Source: an optimization exercise on an open RTL-to-GDS flow (aim: small area). Production flows keep margins and buffers that such runs may drop. In this exercise RTL edits were held to simulation tests only and were not proved equivalent to the original. Not every run is shown, and edits may drop behaviour that the tests do not exercise.

===== flow/constraint.sdc =====
create_clock -name core_clock -period 8.0 [get_ports {clk}]
set_input_delay 1.6000 -clock core_clock [delete_from_list [all_inputs] [get_ports {clk}]]
set_output_delay 1.6000 -clock core_clock [all_outputs]
set_load 0.01 [all_outputs]

===== flow/design.v =====
`timescale 1ns / 1ps
module fir(input clk,input rst,input wire signed [15:0] x,output reg signed [31:0] y);
	parameter word_width = 16;
	parameter order = 55;
	reg signed [word_width-1:0] delay_pipeline[order:0];
	wire signed [word_width-1:0]  h[order:0];
	assign h[0] = 0;
	assign h[1] = 0;
	assign h[2] = 0;
	assign h[3] = 0;
	assign h[4] = 0;
	assign h[5] = 0;
	assign h[6] = 2956;  
	assign h[7] = 0;
	assign h[8] = -12358;  
	assign h[9] = 0;
	assign h[10] = 24967;  
	assign h[11] = 0;
	assign h[12] = -32768;  
	assign h[13] = 0;
	assign h[14] = 30525;  
	assign h[15] = 0;
	assign h[16] = -19613;  
	assign h[17] = 0;
	assign h[18] = 5890; 
	assign h[19] = 0;
	assign h[20] = 4820;  
	assign h[21] = 0;
	assign h[22] = -9700;  
	assign h[23] = 0;
	assign h[24] = 9177;  
	assign h[25] = 0;
	assign h[26] = -5513; 
	assign h[27] = 0;
	assign h[28] = 1204;  
	assign h[29] = 0;
	assign h[30] = 2009;  
	assign h[31] = 0;
	assign h[32] = -3421;  
	assign h[33] = 0;
	assign h[34] = 3184;  
	assign h[35] = 0;
	assign h[36] = -1947;  
	assign h[37] = 0;
	assign h[38] = 468;  
	assign h[39] = 0;
	assign h[40] = 665;  
	assign h[41] = 0;
	assign h[42] = -1183;  
	assign h[43] = 0;
	assign h[44] = 1114;  
	assign h[45] = 0;
	assign h[46] = -683;  
	assign h[47] = 0;
	assign h[48] = 163;  
	assign h[49] = 0;
	assign h[50] = 234;  
	assign h[51] = 0;
	assign h[52] = -414;  
	assign h[53] = 0;
	assign h[54] = 389;  
	assign h[55] = 0;
	reg signed [31:0]  product[order:0];
	reg signed [31:0]  sum_buf;	
	reg signed [15:0] data_in_buf;
	always @(posedge clk or negedge rst) begin
		if (!rst) begin
			data_in_buf <= 0;
		end
		else begin
			data_in_buf <= x;
		end
	end
	always @(posedge clk or negedge rst) begin
		if (!rst) begin
			delay_pipeline[0] <= 0 ;
			delay_pipeline[1] <= 0 ;
			delay_pipeline[2] <= 0 ;
			delay_pipeline[3] <= 0 ;
			delay_pipeline[4] <= 0 ;
			delay_pipeline[5] <= 0 ;
			delay_pipeline[6] <= 0 ;
			delay_pipeline[7] <= 0 ;
			delay_pipeline[8] <= 0 ;
			delay_pipeline[9] <= 0 ;
			delay_pipeline[10] <= 0 ;
			delay_pipeline[11] <= 0 ;
			delay_pipeline[12] <= 0 ;
			delay_pipeline[13] <= 0 ;
			delay_pipeline[14] <= 0 ;
			delay_pipeline[15] <= 0 ;
			delay_pipeline[16] <= 0 ;
			delay_pipeline[17] <= 0 ;
			delay_pipeline[18] <= 0 ;
			delay_pipeline[19] <= 0 ;
			delay_pipeline[20] <= 0 ;
			delay_pipeline[21] <= 0 ;
			delay_pipeline[22] <= 0 ;
			delay_pipeline[23] <= 0 ;
			delay_pipeline[24] <= 0 ;
			delay_pipeline[25] <= 0 ;
			delay_pipeline[26] <= 0 ;
			delay_pipeline[27] <= 0 ;
			delay_pipeline[28] <= 0 ;
			delay_pipeline[29] <= 0 ;
			delay_pipeline[30] <= 0 ;
			delay_pipeline[31] <= 0 ;
			delay_pipeline[32] <= 0 ;
			delay_pipeline[33] <= 0 ;
			delay_pipeline[34] <= 0 ;
			delay_pipeline[35] <= 0 ;
			delay_pipeline[36] <= 0 ;
			delay_pipeline[37] <= 0 ;
			delay_pipeline[38] <= 0 ;
			delay_pipeline[39] <= 0 ;
			delay_pipeline[40] <= 0 ;
			delay_pipeline[41] <= 0 ;
			delay_pipeline[42] <= 0 ;
			delay_pipeline[43] <= 0 ;
			delay_pipeline[44] <= 0 ;
			delay_pipeline[45] <= 0 ;
			delay_pipeline[46] <= 0 ;
			delay_pipeline[47] <= 0 ;
			delay_pipeline[48] <= 0 ;
			delay_pipeline[49] <= 0 ;
			delay_pipeline[50] <= 0 ;
			delay_pipeline[51] <= 0 ;
			delay_pipeline[52] <= 0 ;
			delay_pipeline[53] <= 0 ;
			delay_pipeline[54] <= 0 ;
			delay_pipeline[55] <= 0 ;
		end 
		else begin
			delay_pipeline[0] <= data_in_buf ;
			delay_pipeline[1] <= delay_pipeline[0] ;
			delay_pipeline[2] <= delay_pipeline[1] ;
			delay_pipeline[3] <= delay_pipeline[2] ;
			delay_pipeline[4] <= delay_pipeline[3] ;
			delay_pipeline[5] <= delay_pipeline[4] ;
			delay_pipeline[6] <= delay_pipeline[5] ;
			delay_pipeline[7] <= delay_pipeline[6] ;
			delay_pipeline[8] <= delay_pipeline[7] ;
			delay_pipeline[9] <= delay_pipeline[8] ;
			delay_pipeline[10] <= delay_pipeline[9] ;
			delay_pipeline[11] <= delay_pipeline[10] ;
			delay_pipeline[12] <= delay_pipeline[11] ;
			delay_pipeline[13] <= delay_pipeline[12] ;
			delay_pipeline[14] <= delay_pipeline[13] ;
			delay_pipeline[15] <= delay_pipeline[14] ;
			delay_pipeline[16] <= delay_pipeline[15] ;
			delay_pipeline[17] <= delay_pipeline[16] ;
			delay_pipeline[18] <= delay_pipeline[17] ;
			delay_pipeline[19] <= delay_pipeline[18] ;
			delay_pipeline[20] <= delay_pipeline[19] ;
			delay_pipeline[21] <= delay_pipeline[20] ;
			delay_pipeline[22] <= delay_pipeline[21] ;
			delay_pipeline[23] <= delay_pipeline[22] ;
			delay_pipeline[24] <= delay_pipeline[23] ;
			delay_pipeline[25] <= delay_pipeline[24] ;
			delay_pipeline[26] <= delay_pipeline[25] ;
			delay_pipeline[27] <= delay_pipeline[26] ;
			delay_pipeline[28] <= delay_pipeline[27] ;
			delay_pipeline[29] <= delay_pipeline[28] ;
			delay_pipeline[30] <= delay_pipeline[29] ;
			delay_pipeline[31] <= delay_pipeline[30] ;
			delay_pipeline[32] <= delay_pipeline[31] ;
			delay_pipeline[33] <= delay_pipeline[32] ;
			delay_pipeline[34] <= delay_pipeline[33] ;
			delay_pipeline[35] <= delay_pipeline[34] ;
			delay_pipeline[36] <= delay_pipeline[35] ;
			delay_pipeline[37] <= delay_pipeline[36] ;
			delay_pipeline[38] <= delay_pipeline[37] ;
			delay_pipeline[39] <= delay_pipeline[38] ;
			delay_pipeline[40] <= delay_pipeline[39] ;
			delay_pipeline[41] <= delay_pipeline[40] ;
			delay_pipeline[42] <= delay_pipeline[41] ;
			delay_pipeline[43] <= delay_pipeline[42] ;
			delay_pipeline[44] <= delay_pipeline[43] ;
			delay_pipeline[45] <= delay_pipeline[44] ;
			delay_pipeline[46] <= delay_pipeline[45] ;
			delay_pipeline[47] <= delay_pipeline[46] ;
			delay_pipeline[48] <= delay_pipeline[47] ;
			delay_pipeline[49] <= delay_pipeline[48] ;
			delay_pipeline[50] <= delay_pipeline[49] ;
			delay_pipeline[51] <= delay_pipeline[50] ;
			delay_pipeline[52] <= delay_pipeline[51] ;
			delay_pipeline[53] <= delay_pipeline[52] ;
			delay_pipeline[54] <= delay_pipeline[53] ;
			delay_pipeline[55] <= delay_pipeline[54] ;
		end
	end
always @(posedge clk or negedge rst) begin
		if (!rst) begin
			product[0] <= 0;
			product[1] <= 0;
			product[2] <= 0;
			product[3] <= 0;
			product[4] <= 0;
			product[5] <= 0;
			product[6] <= 0;
			product[7] <= 0;
			product[8] <= 0;
			product[9] <= 0;
			product[10] <= 0;
			product[11] <= 0;
			product[12] <= 0;
			product[13] <= 0;
			product[14] <= 0;
			product[15] <= 0;
			product[16] <= 0;
			product[17] <= 0;
			product[18] <= 0;
			product[19] <= 0;
			product[20] <= 0;
			product[21] <= 0;
			product[22] <= 0;
			product[23] <= 0;
			product[24] <= 0;
			product[25] <= 0;
			product[26] <= 0;
			product[27] <= 0;
			product[28] <= 0;
			product[29] <= 0;
			product[30] <= 0;
			product[31] <= 0;
			product[32] <= 0;
			product[33] <= 0;
			product[34] <= 0;
			product[35] <= 0;
			product[36] <= 0;
			product[37] <= 0;
			product[38] <= 0;
			product[39] <= 0;
			product[40] <= 0;
			product[41] <= 0;
			product[42] <= 0;
			product[43] <= 0;
			product[44] <= 0;
			product[45] <= 0;
			product[46] <= 0;
			product[47] <= 0;
			product[48] <= 0;
			product[49] <= 0;
			product[50] <= 0;
			product[51] <= 0;
			product[52] <= 0;
			product[53] <= 0;
			product[54] <= 0;
			product[55] <= 0;
		end
		else begin
			product[0] <= h[0] * delay_pipeline[0];
			product[1] <= h[1] * delay_pipeline[1];
			product[2] <= h[2] * delay_pipeline[2];
			product[3] <= h[3] * delay_pipeline[3];
			product[4] <= h[4] * delay_pipeline[4];
			product[5] <= h[5] * delay_pipeline[5];
			product[6] <= h[6] * delay_pipeline[6];
			product[7] <= h[7] * delay_pipeline[7];
			product[8] <= h[8] * delay_pipeline[8];
			product[9] <= h[9] * delay_pipeline[9];
			product[10] <= h[10] * delay_pipeline[10];
			product[11] <= h[11] * delay_pipeline[11];
			product[12] <= h[12] * delay_pipeline[12];
			product[13] <= h[13] * delay_pipeline[13];
			product[14] <= h[14] * delay_pipeline[14];
			product[15] <= h[15] * delay_pipeline[15];
			product[16] <= h[16] * delay_pipeline[16];
			product[17] <= h[17] * delay_pipeline[17];
			product[18] <= h[18] * delay_pipeline[18];
			product[19] <= h[19] * delay_pipeline[19];
			product[20] <= h[20] * delay_pipeline[20];
			product[21] <= h[21] * delay_pipeline[21];
			product[22] <= h[22] * delay_pipeline[22];
			product[23] <= h[23] * delay_pipeline[23];
			product[24] <= h[24] * delay_pipeline[24];
			product[25] <= h[25] * delay_pipeline[25];
			product[26] <= h[26] * delay_pipeline[26];
			product[27] <= h[27] * delay_pipeline[27];
			product[28] <= h[28] * delay_pipeline[28];
			product[29] <= h[29] * delay_pipeline[29];
			product[30] <= h[30] * delay_pipeline[30];
			product[31] <= h[31] * delay_pipeline[31];
			product[32] <= h[32] * delay_pipeline[32];
			product[33] <= h[33] * delay_pipeline[33];
			product[34] <= h[34] * delay_pipeline[34];
			product[35] <= h[35] * delay_pipeline[35];
			product[36] <= h[36] * delay_pipeline[36];
			product[37] <= h[37] * delay_pipeline[37];
			product[38] <= h[38] * delay_pipeline[38];
			product[39] <= h[39] * delay_pipeline[39];
			product[40] <= h[40] * delay_pipeline[40];
			product[41] <= h[41] * delay_pipeline[41];
			product[42] <= h[42] * delay_pipeline[42];
			product[43] <= h[43] * delay_pipeline[43];
			product[44] <= h[44] * delay_pipeline[44];
			product[45] <= h[45] * delay_pipeline[45];
			product[46] <= h[46] * delay_pipeline[46];
			product[47] <= h[47] * delay_pipeline[47];
			product[48] <= h[48] * delay_pipeline[48];
			product[49] <= h[49] * delay_pipeline[49];
			product[50] <= h[50] * delay_pipeline[50];
			product[51] <= h[51] * delay_pipeline[51];
			product[52] <= h[52] * delay_pipeline[52];
			product[53] <= h[53] * delay_pipeline[53];
			product[54] <= h[54] * delay_pipeline[54];
			product[55] <= h[55] * delay_pipeline[55];
		end
	end
	always @(posedge clk or negedge rst) begin
		if (!rst) begin
			sum_buf <= 0;
		end
		else begin
			sum_buf <= product[0] + product[1]+ product[2]+ product[3]+ product[4]
			+ product[5]+ product[6]+ product[7]+ product[8]+ product[9]+ product[10]
			+ product[11]+ product[12]+ product[13]+ product[14]+ product[15]+ product[16]
			+ product[17]+ product[18]+ product[19]+ product[20]+ product[21]+ product[22]
			+ product[23]+ product[24]+ product[25]+ product[26]+ product[27]+ product[28]
			+ product[29]+ product[30]+ product[31]+ product[32]+ product[33]+ product[34]
			+ product[35]+ product[36]+ product[37]+ product[38]+ product[39]+ product[40]
			+ product[41]+ product[42]+ product[43]+ product[44]+ product[45]+ product[46]
			+ product[47]+ product[48]+ product[49]+ product[50] + product[51] + product[52]
			+ product[53] + product[54]+product[55];
		end
	end
	always @(*) begin
		if (!rst) begin
			y = 0;
		end
		else begin
			y = sum_buf;
		end
	end
endmodule

===== flow/config.mk =====
export PLATFORM = sky130hd
export DESIGN_NAME = fir
export DESIGN_NICKNAME = fir
export VERILOG_FILES = /design/flow/design.v
export SDC_FILE = /design/flow/constraint.sdc
export NUM_CORES = 4
export LEC_CHECK = 0
export CAP_MARGIN = 20
export CORE_MARGIN = 2
export CORE_UTILIZATION = 40
export SLEW_MARGIN = 20

===== flow/run.sh =====
#!/bin/bash
# synth_recipe.tcl (not shown) runs the flow's synth.tcl, then flattens the netlist and writes it again
# the make line also repeats each setting of config.mk as NAME=value (left out here)
make -C /OpenROAD-flow-scripts/flow DESIGN_CONFIG=/design/flow/config.mk WORK_HOME=/design/flow/orfs CLKGATE_MAP_FILE= SYNTH_SCRIPT=/design/flow/synth_recipe.tcl finish

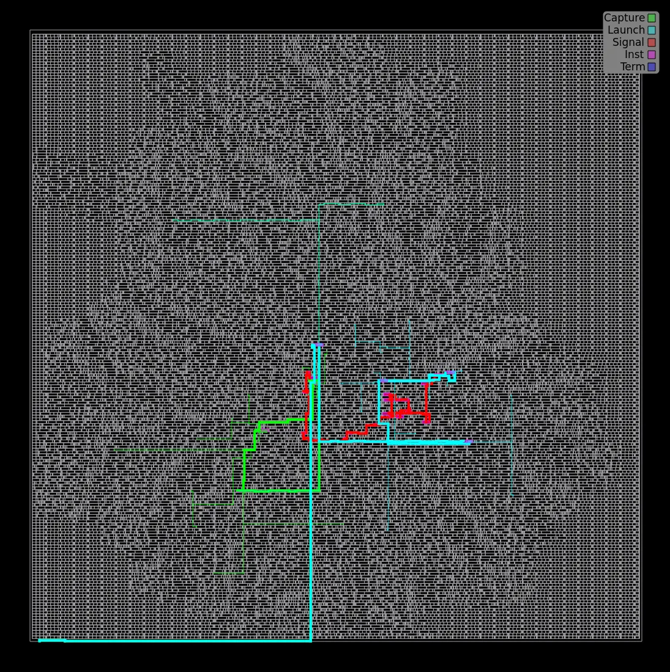
Fig. 1. Critical path on the layout (run 1).
Layout Cells excl Fill: 17617
minimum clock period: 7.20 ns
PnR worst setup slack: 0.803 ns

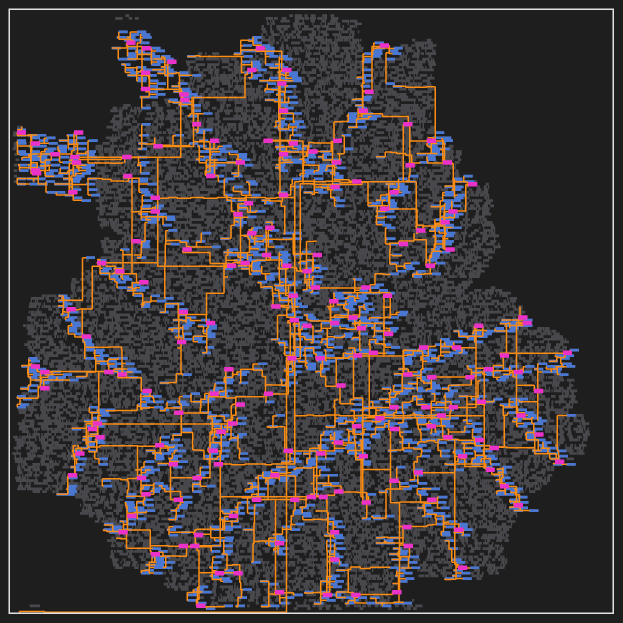
Fig. 2. Routed clock nets over the placement (run 1).
Scale: 1 px per µm.
[magenta] clock-net drivers | count: 185
[blue] flip-flops | count: 1562
[orange] clock wires | length: 23.3 mm
flops lie	widely spread
routed clock nets	186

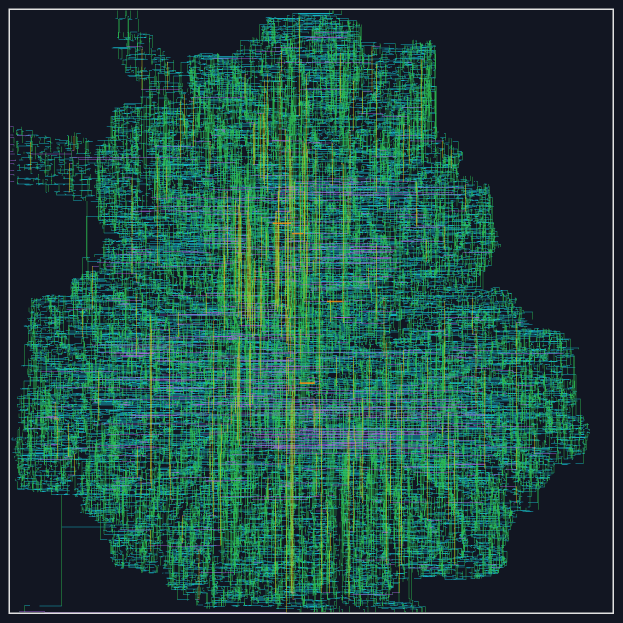
Fig. 3. Signal wires by layer (run 1).
Scale: 1 px per µm.
colour	layer	wire length
yellow	M4	12100 µm
green	M2	159 mm
orange	M5	53.4 µm
cyan	M1	152 mm
purple	M3	18100 µm

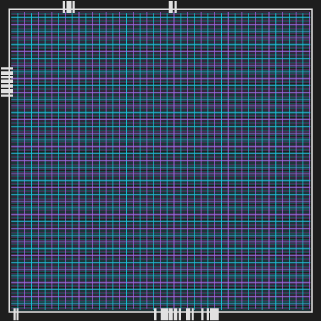
Fig. 4. Power grid (run 1).
Scale: 0.5 px per µm. Pins as bars on the die edge.
colour	net
cyan	VSS
purple	VDD
signal pins	50
met4 straps	44

==> flow_metrics.py, run 1 <==
metrics = {
    "yosys": {
        "syn_area_um2": 143000,
        "synth_commonest_cells": "inv_1, ha_1, fa_1, dfrtp_1, xnor2_1",
        "synth_top_family_by_area": "adder cells",
        "yosys-top-cells-area": "fa_1, dfrtp_1, ha_1",
        "synth_area_per_cell_um2": 11.5,
        "synth-seq-cells": 1562,
        "synth-simple-area-share": 0.0431,
        "yosysMostFrequentCell": "inv_1",
        "synth_xor_area_frac": 0.0401,
        "synth_mux_area_frac": 0.00379,
        "synth_compound_area_frac": 0.0540,
        "yosysTopAreaCellShare": 0.292,
        "seq_area_frac_synth": 0.273,
        "synthCells": 12458,
        "synth_cell_types": 87,
    },
    "sta": {
        "final_hold_viol_count": 0,
        "slew_viol_final": 0,
        "min_period_over_period": 0.900,
        "setup_viol": 0,
        "worst_pin_slew_ns": 1.04,
        "rsz0062_at_grt": "false",
        "fin_setup_tns_ns": 0,
    },
    "grt": {
        "grt_overflow": 0,
        "use_met1": 0.268,
        "use_met3": 0.0335,
        "grt_pass1_wl_um": 537000,
        "top_usage_layer": "met2",
    },
    "floorplan": {
        "dieArea_um2": 363000,
        "io_pins": 50,
        "core-area_um2": 356000,
        "row_count": 219,
        "die_x_um": 603,
    },
    "outcome": {
        "status": "timing/DRC/antenna clean",
    },
    "finish": {
        "fin_util": 0.439,
        "drive_gt1_frac": 0.0347,
        "finalInstanceArea_um2": 157000,
    },
    "placement": {
        "placed_area_um2": 150000,
        "place_ws_ns": 0.898,
        "hpwl_um": 290000,
        "port_buffers": 49,
        "gp_congestion": 0.924,
    },
    "setup_path": {
        "crit_fanout": 3,
        "r2r_slack_ns": 0.80,
        "crit_top_cell": "fa_1",
        "critPathKind": "reg -> reg",
        "cp-startpoint": "delay_pipeline[53][3]",
        "timing.rr.start": "delay_pipeline[53][3]",
        "arrival_ns": 7.98,
        "end_kind": "register",
        "crit_required_ns": 8.78,
    },
    "detailed_routing": {
        "drt_first_pass_iters": 8,
        "drt-total-wl_um": 342000,
        "drt-vias-per-instance": 4.75,
        "wl_met3_um": 18100,
        "avgRoutedWirePerCell_um": 19.4,
    },
    "clock_tree": {
        "ctsResizeCount": 0,
        "htree_num_levels": 4,
        "cts_sinks": 1562,
    },
}
==> run 1: sequential cells by signal, summed over array words and instances (netlist names) <==
register / count
sum_buf: 32
product: 634
delay_pipeline: 880
data_in_buf: 16
==> run 1: placed cells by master, fill, tap and decap left out, drive strengths merged, types with 59 or more instances in the layout <==
cell / instances
a211oi: 63
xor2: 160
nor2b: 59
nor3: 149
o21ai: 211
clkbuf: 245
a21oi: 368
a21o: 116
ha: 2386
o21a: 67
and2: 72
nand2: 224
and3: 67
nand2b: 66
inv: 3275
dfrtp: 1562
nand3: 103
xnor2: 496
fa: 2092
nor2: 358
==> run 1: worst max-delay path: cells and delay by family, from the launching register on <==
kind                       cells  cell delay (ns)
adders and majority gates      9             4.29
AOI/OAI and AO/OA              6             1.68
DFF                            1             0.41
and+or+nand+nor                2             0.32
buffers and inverters          4             0.21
xor gates and xnor gates       1             0.16
==> run 1: layout make-up <==
class                           instances  area (µm²)  share of cell area
Tap cell                             4751        5940              0.0380
Multi-Input combinational cell       7617       91900               0.587
Clock inverter                         91        1270             0.00811
Clock buffer                          245        5210              0.0333
Inverter                             3257       12200              0.0781
Timing Repair Buffer                   81         811             0.00518
Sequential cell                      1562       39100               0.250
Antenna cell                           13        32.5            0.000208
## Run 2: large edit since run 1, in outline
flow/design.v: 335 -> 2404 lines; modules unchanged: 0
  fir: edited, 334 -> 2395 lines
  fa_cell: new, 4 lines
  ha_cell: new, 4 lines
==> module fa_cell as of run 2 <==
module fa_cell(input a, input b, input c, output s, output co);
	assign s = a ^ b ^ c;
	assign co = (a & b) | (a & c) | (b & c);
endmodule
==> module ha_cell as of run 2 <==
module ha_cell(input a, input b, output s, output co);
	assign s = a ^ b;
	assign co = a & b;
endmodule
--- a/flow/config.mk
+++ b/flow/config.mk
@@ -10,2 +10,4 @@
 export CORE_UTILIZATION = 40
 export SLEW_MARGIN = 20
+export SYNTH_HIERARCHICAL = 1
+export SYNTH_MINIMUM_KEEP_SIZE = 0
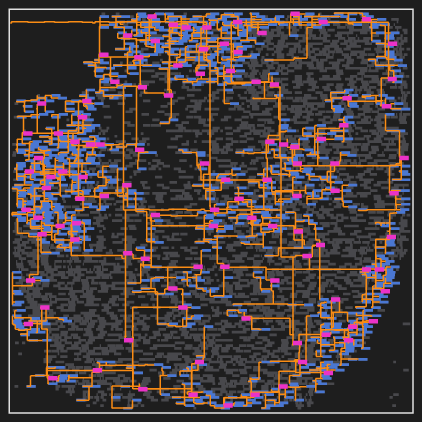
Fig. 5. Routed clock nets over the placement (run 2).
Scale: 1 px per µm.
[blue] flip-flops | count: 962
[orange] clock wires | length: 13700 µm
[magenta] clock-net drivers | count: 107
routed clock nets	108

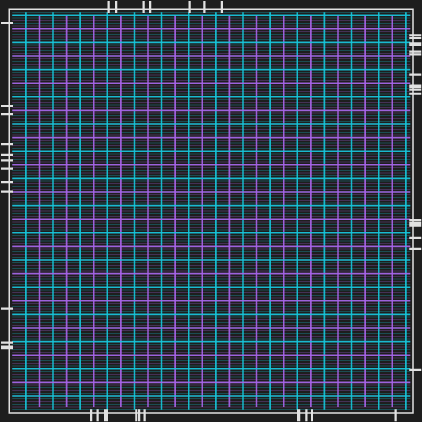
Fig. 6. Power grid (run 2).
Scale: 1 px per µm. Pins as bars on the die edge.
core area: 158000 µm²
chip width: 402 µm
die height: 402 µm

==> run 2 against run 1 <==
Critical path depth is 4 lower. Non-clock buffer count is 541 higher. Global-route usage is 17 points higher. Critical path type unchanged.
==> flow_metrics.py, run 2 <==
metrics = {
    "finish": {
        "regMostFlops": "qa",
        "finalInstanceArea_um2": 75500,
        "non_clock_inverter_count": 179,
        "num-nonclk-buffers": 622,
        "layout.area.seq_um2": 24100,
        "seq_share": 0.319,
        "fin_util": 0.478,
        "multi_input_area_share": 0.513,
        "diodes": 7,
        "biggestRegsByFlops": "qa: 32 flops, qb: 18 flops",
        "bufAreaShareNonClock": 0.0744,
        "numSequentialCells": 962,
        "largest_reg_flops": 32,
        "layout_commonest_cell": "fa_1",
        "final.clkbuf_count": 140,
        "clkCellAreaFrac": 0.0497,
        "mostFrequentLayoutCells": "fa_1, dfrtp_1, buf_4",
        "drive_gt1_frac": 0.197,
        "nMultiInputCombCells": 2029,
        "multi_input_area_um2": 38700,
        "largest_class": "multi-input gates",
    },
    "floorplan": {
        "io_pins": 50,
        "tap_cells": 2072,
        "dieArea_um2": 162000,
        "row_count": 146,
    },
    "detailed_routing": {
        "avgRoutedWirePerCell_um": 46.6,
        "met1_length_um": 108000,
        "routed.top_layer": "met5",
        "drt_first_pass_iters": 5,
        "drt-total-wl_um": 283000,
        "wl_met2_um": 125000,
        "drt-vias-per-instance": 5.51,
        "wl_met3_um": 27800,
    },
    "yosys": {
        "yosysTopAreaCellShare": 0.590,
        "synth_edf_count": 0,
        "yosys-top-cells-area": "fa_1, dfrtp_1, inv_1",
        "synth_commonest_cells": "fa_1, dfrtp_1, inv_1, ha_1, xnor2_1",
        "synth-seq-cells": 962,
        "synth_top_family_by_area": "adder cells",
        "synth-simple-area-share": 0.00459,
        "synth_cell_types": 40,
        "synth_compound_area_frac": 0.00554,
        "syn_area_um2": 63500,
        "seq_area_frac_synth": 0.379,
        "yosys.area.top_type": "fa_1",
        "async_reset_ff_frac": 1.00,
        "synth_mux_area_frac": 0.000158,
        "yosysMostFrequentCell": "fa_1",
        "synth_area_per_cell_um2": 20.0,
        "synth_xor_area_frac": 0.00373,
    },
    "sta": {
        "setup_viol": 0,
        "min_period_ns": 7.90,
        "rsz0062_at_grt": "false",
        "final_hold_viol_count": 0,
        "skew_ns": 0.0671,
        "min_period_over_period": 0.988,
        "worst_pin_slew_ns": 1.05,
        "slew_viol_final": 0,
    },
    "outcome": {
        "status": "timing/DRC/antenna clean",
    },
    "grt": {
        "use_met3": 0.101,
        "top_usage_layer": "met2",
        "grt_overflow": 0,
        "grt_pass1_wl_um": 376000,
    },
    "placement": {
        "gp_congestion": 1.08,
        "placed_area_um2": 71600,
        "hpwl_um": 246000,
        "port_buffers": 49,
    },
    "clock_tree": {
        "htree_num_levels": 3,
        "cts_sinks": 962,
        "ctsResizeCount": 5,
    },
    "setup_path": {
        "crit_top_cell": "fa_1",
        "crit_fanout": 4,
        "arrival_ns": 8.51,
        "end_kind": "register",
        "crit_buf_inv": 3,
        "path_delay_family": "adder cells",
        "critPathKind": "reg -> reg",
    },
}
[run 2: per-stage QoR]
stage	worst slack, ns	TNS (ns)	hold WS (ns)	cells
after detailed placement	-0.175	-0.267	0.335	5862
final	0.0966	0	0.294	6071
after floorplan	0.767	0	0.331	3170
after CTS	0.0277	0	0.285	6062
after global routing	0.00194	0	0.307	6064
after global placement	-0.200	-0.333	0.331	5862
[run 2: worst register-to-register path: stages, from the launching register on]
cell and delay, ns:
dfrtp_2 0.55, fa_1 0.53, fa_2 0.55, buf_4 0.18, fa_1 0.44, fa_1 0.45
fa_1 0.44, fa_1 0.51, fa_1 0.45, fa_1 0.48, fa_2 0.67, buf_12 0.14
fa_1 0.15, inv_1 0.05, fa_1 0.48, fa_1 0.43, fa_1 0.40, fa_1 0.39
fa_1 0.45
[run 2: worst paths after layout]
kind,startpoint,to,slack [ns],depth (start not counted)
worst max-delay path,d45[5],qa[24],0.1,18
worst min-delay path,d22[7],d23[7],0.29,0
worst max register to register,d45[5],qa[24],0.1,18
worst min register to register,d22[7],d23[7],0.29,0
max in group asynchronous,rst,d17[10],5.15,3
min in group asynchronous,rst,d57[10],0.84,1

separate check: timing with driven ports:
How much do the figures lean on ideal ports? The routed layouts below were timed once more, with nothing changed but the port constraints. Step 1 assumes that a clkbuf_16 drives the clock port and a buf_2 every other input. Step 2 moves the port delays by t, midway between the first and last clock arrival at a register: inputs arrive t later, outputs are due t later. That takes back most of the time a late clock gives input paths. Slacks: no drivers / after step 1 / after step 2; pairs: no drivers / after step 1.
run | t, ns | slack for setup (ns) | worst hold slack (ns) | worst setup path after step 2 | pins driven straight from the clock port
run 1 | 0.969 | 0.803 / 0.803 / 0.803 | 0.295 / 0.295 / 0.295 | register to register | 1
run 2 | 0.840 | 0.097 / 0.097 / 0.097 | 0.294 / 0.294 / 0.294 | register to register | 1
After both steps setup and hold are still met in every run listed.
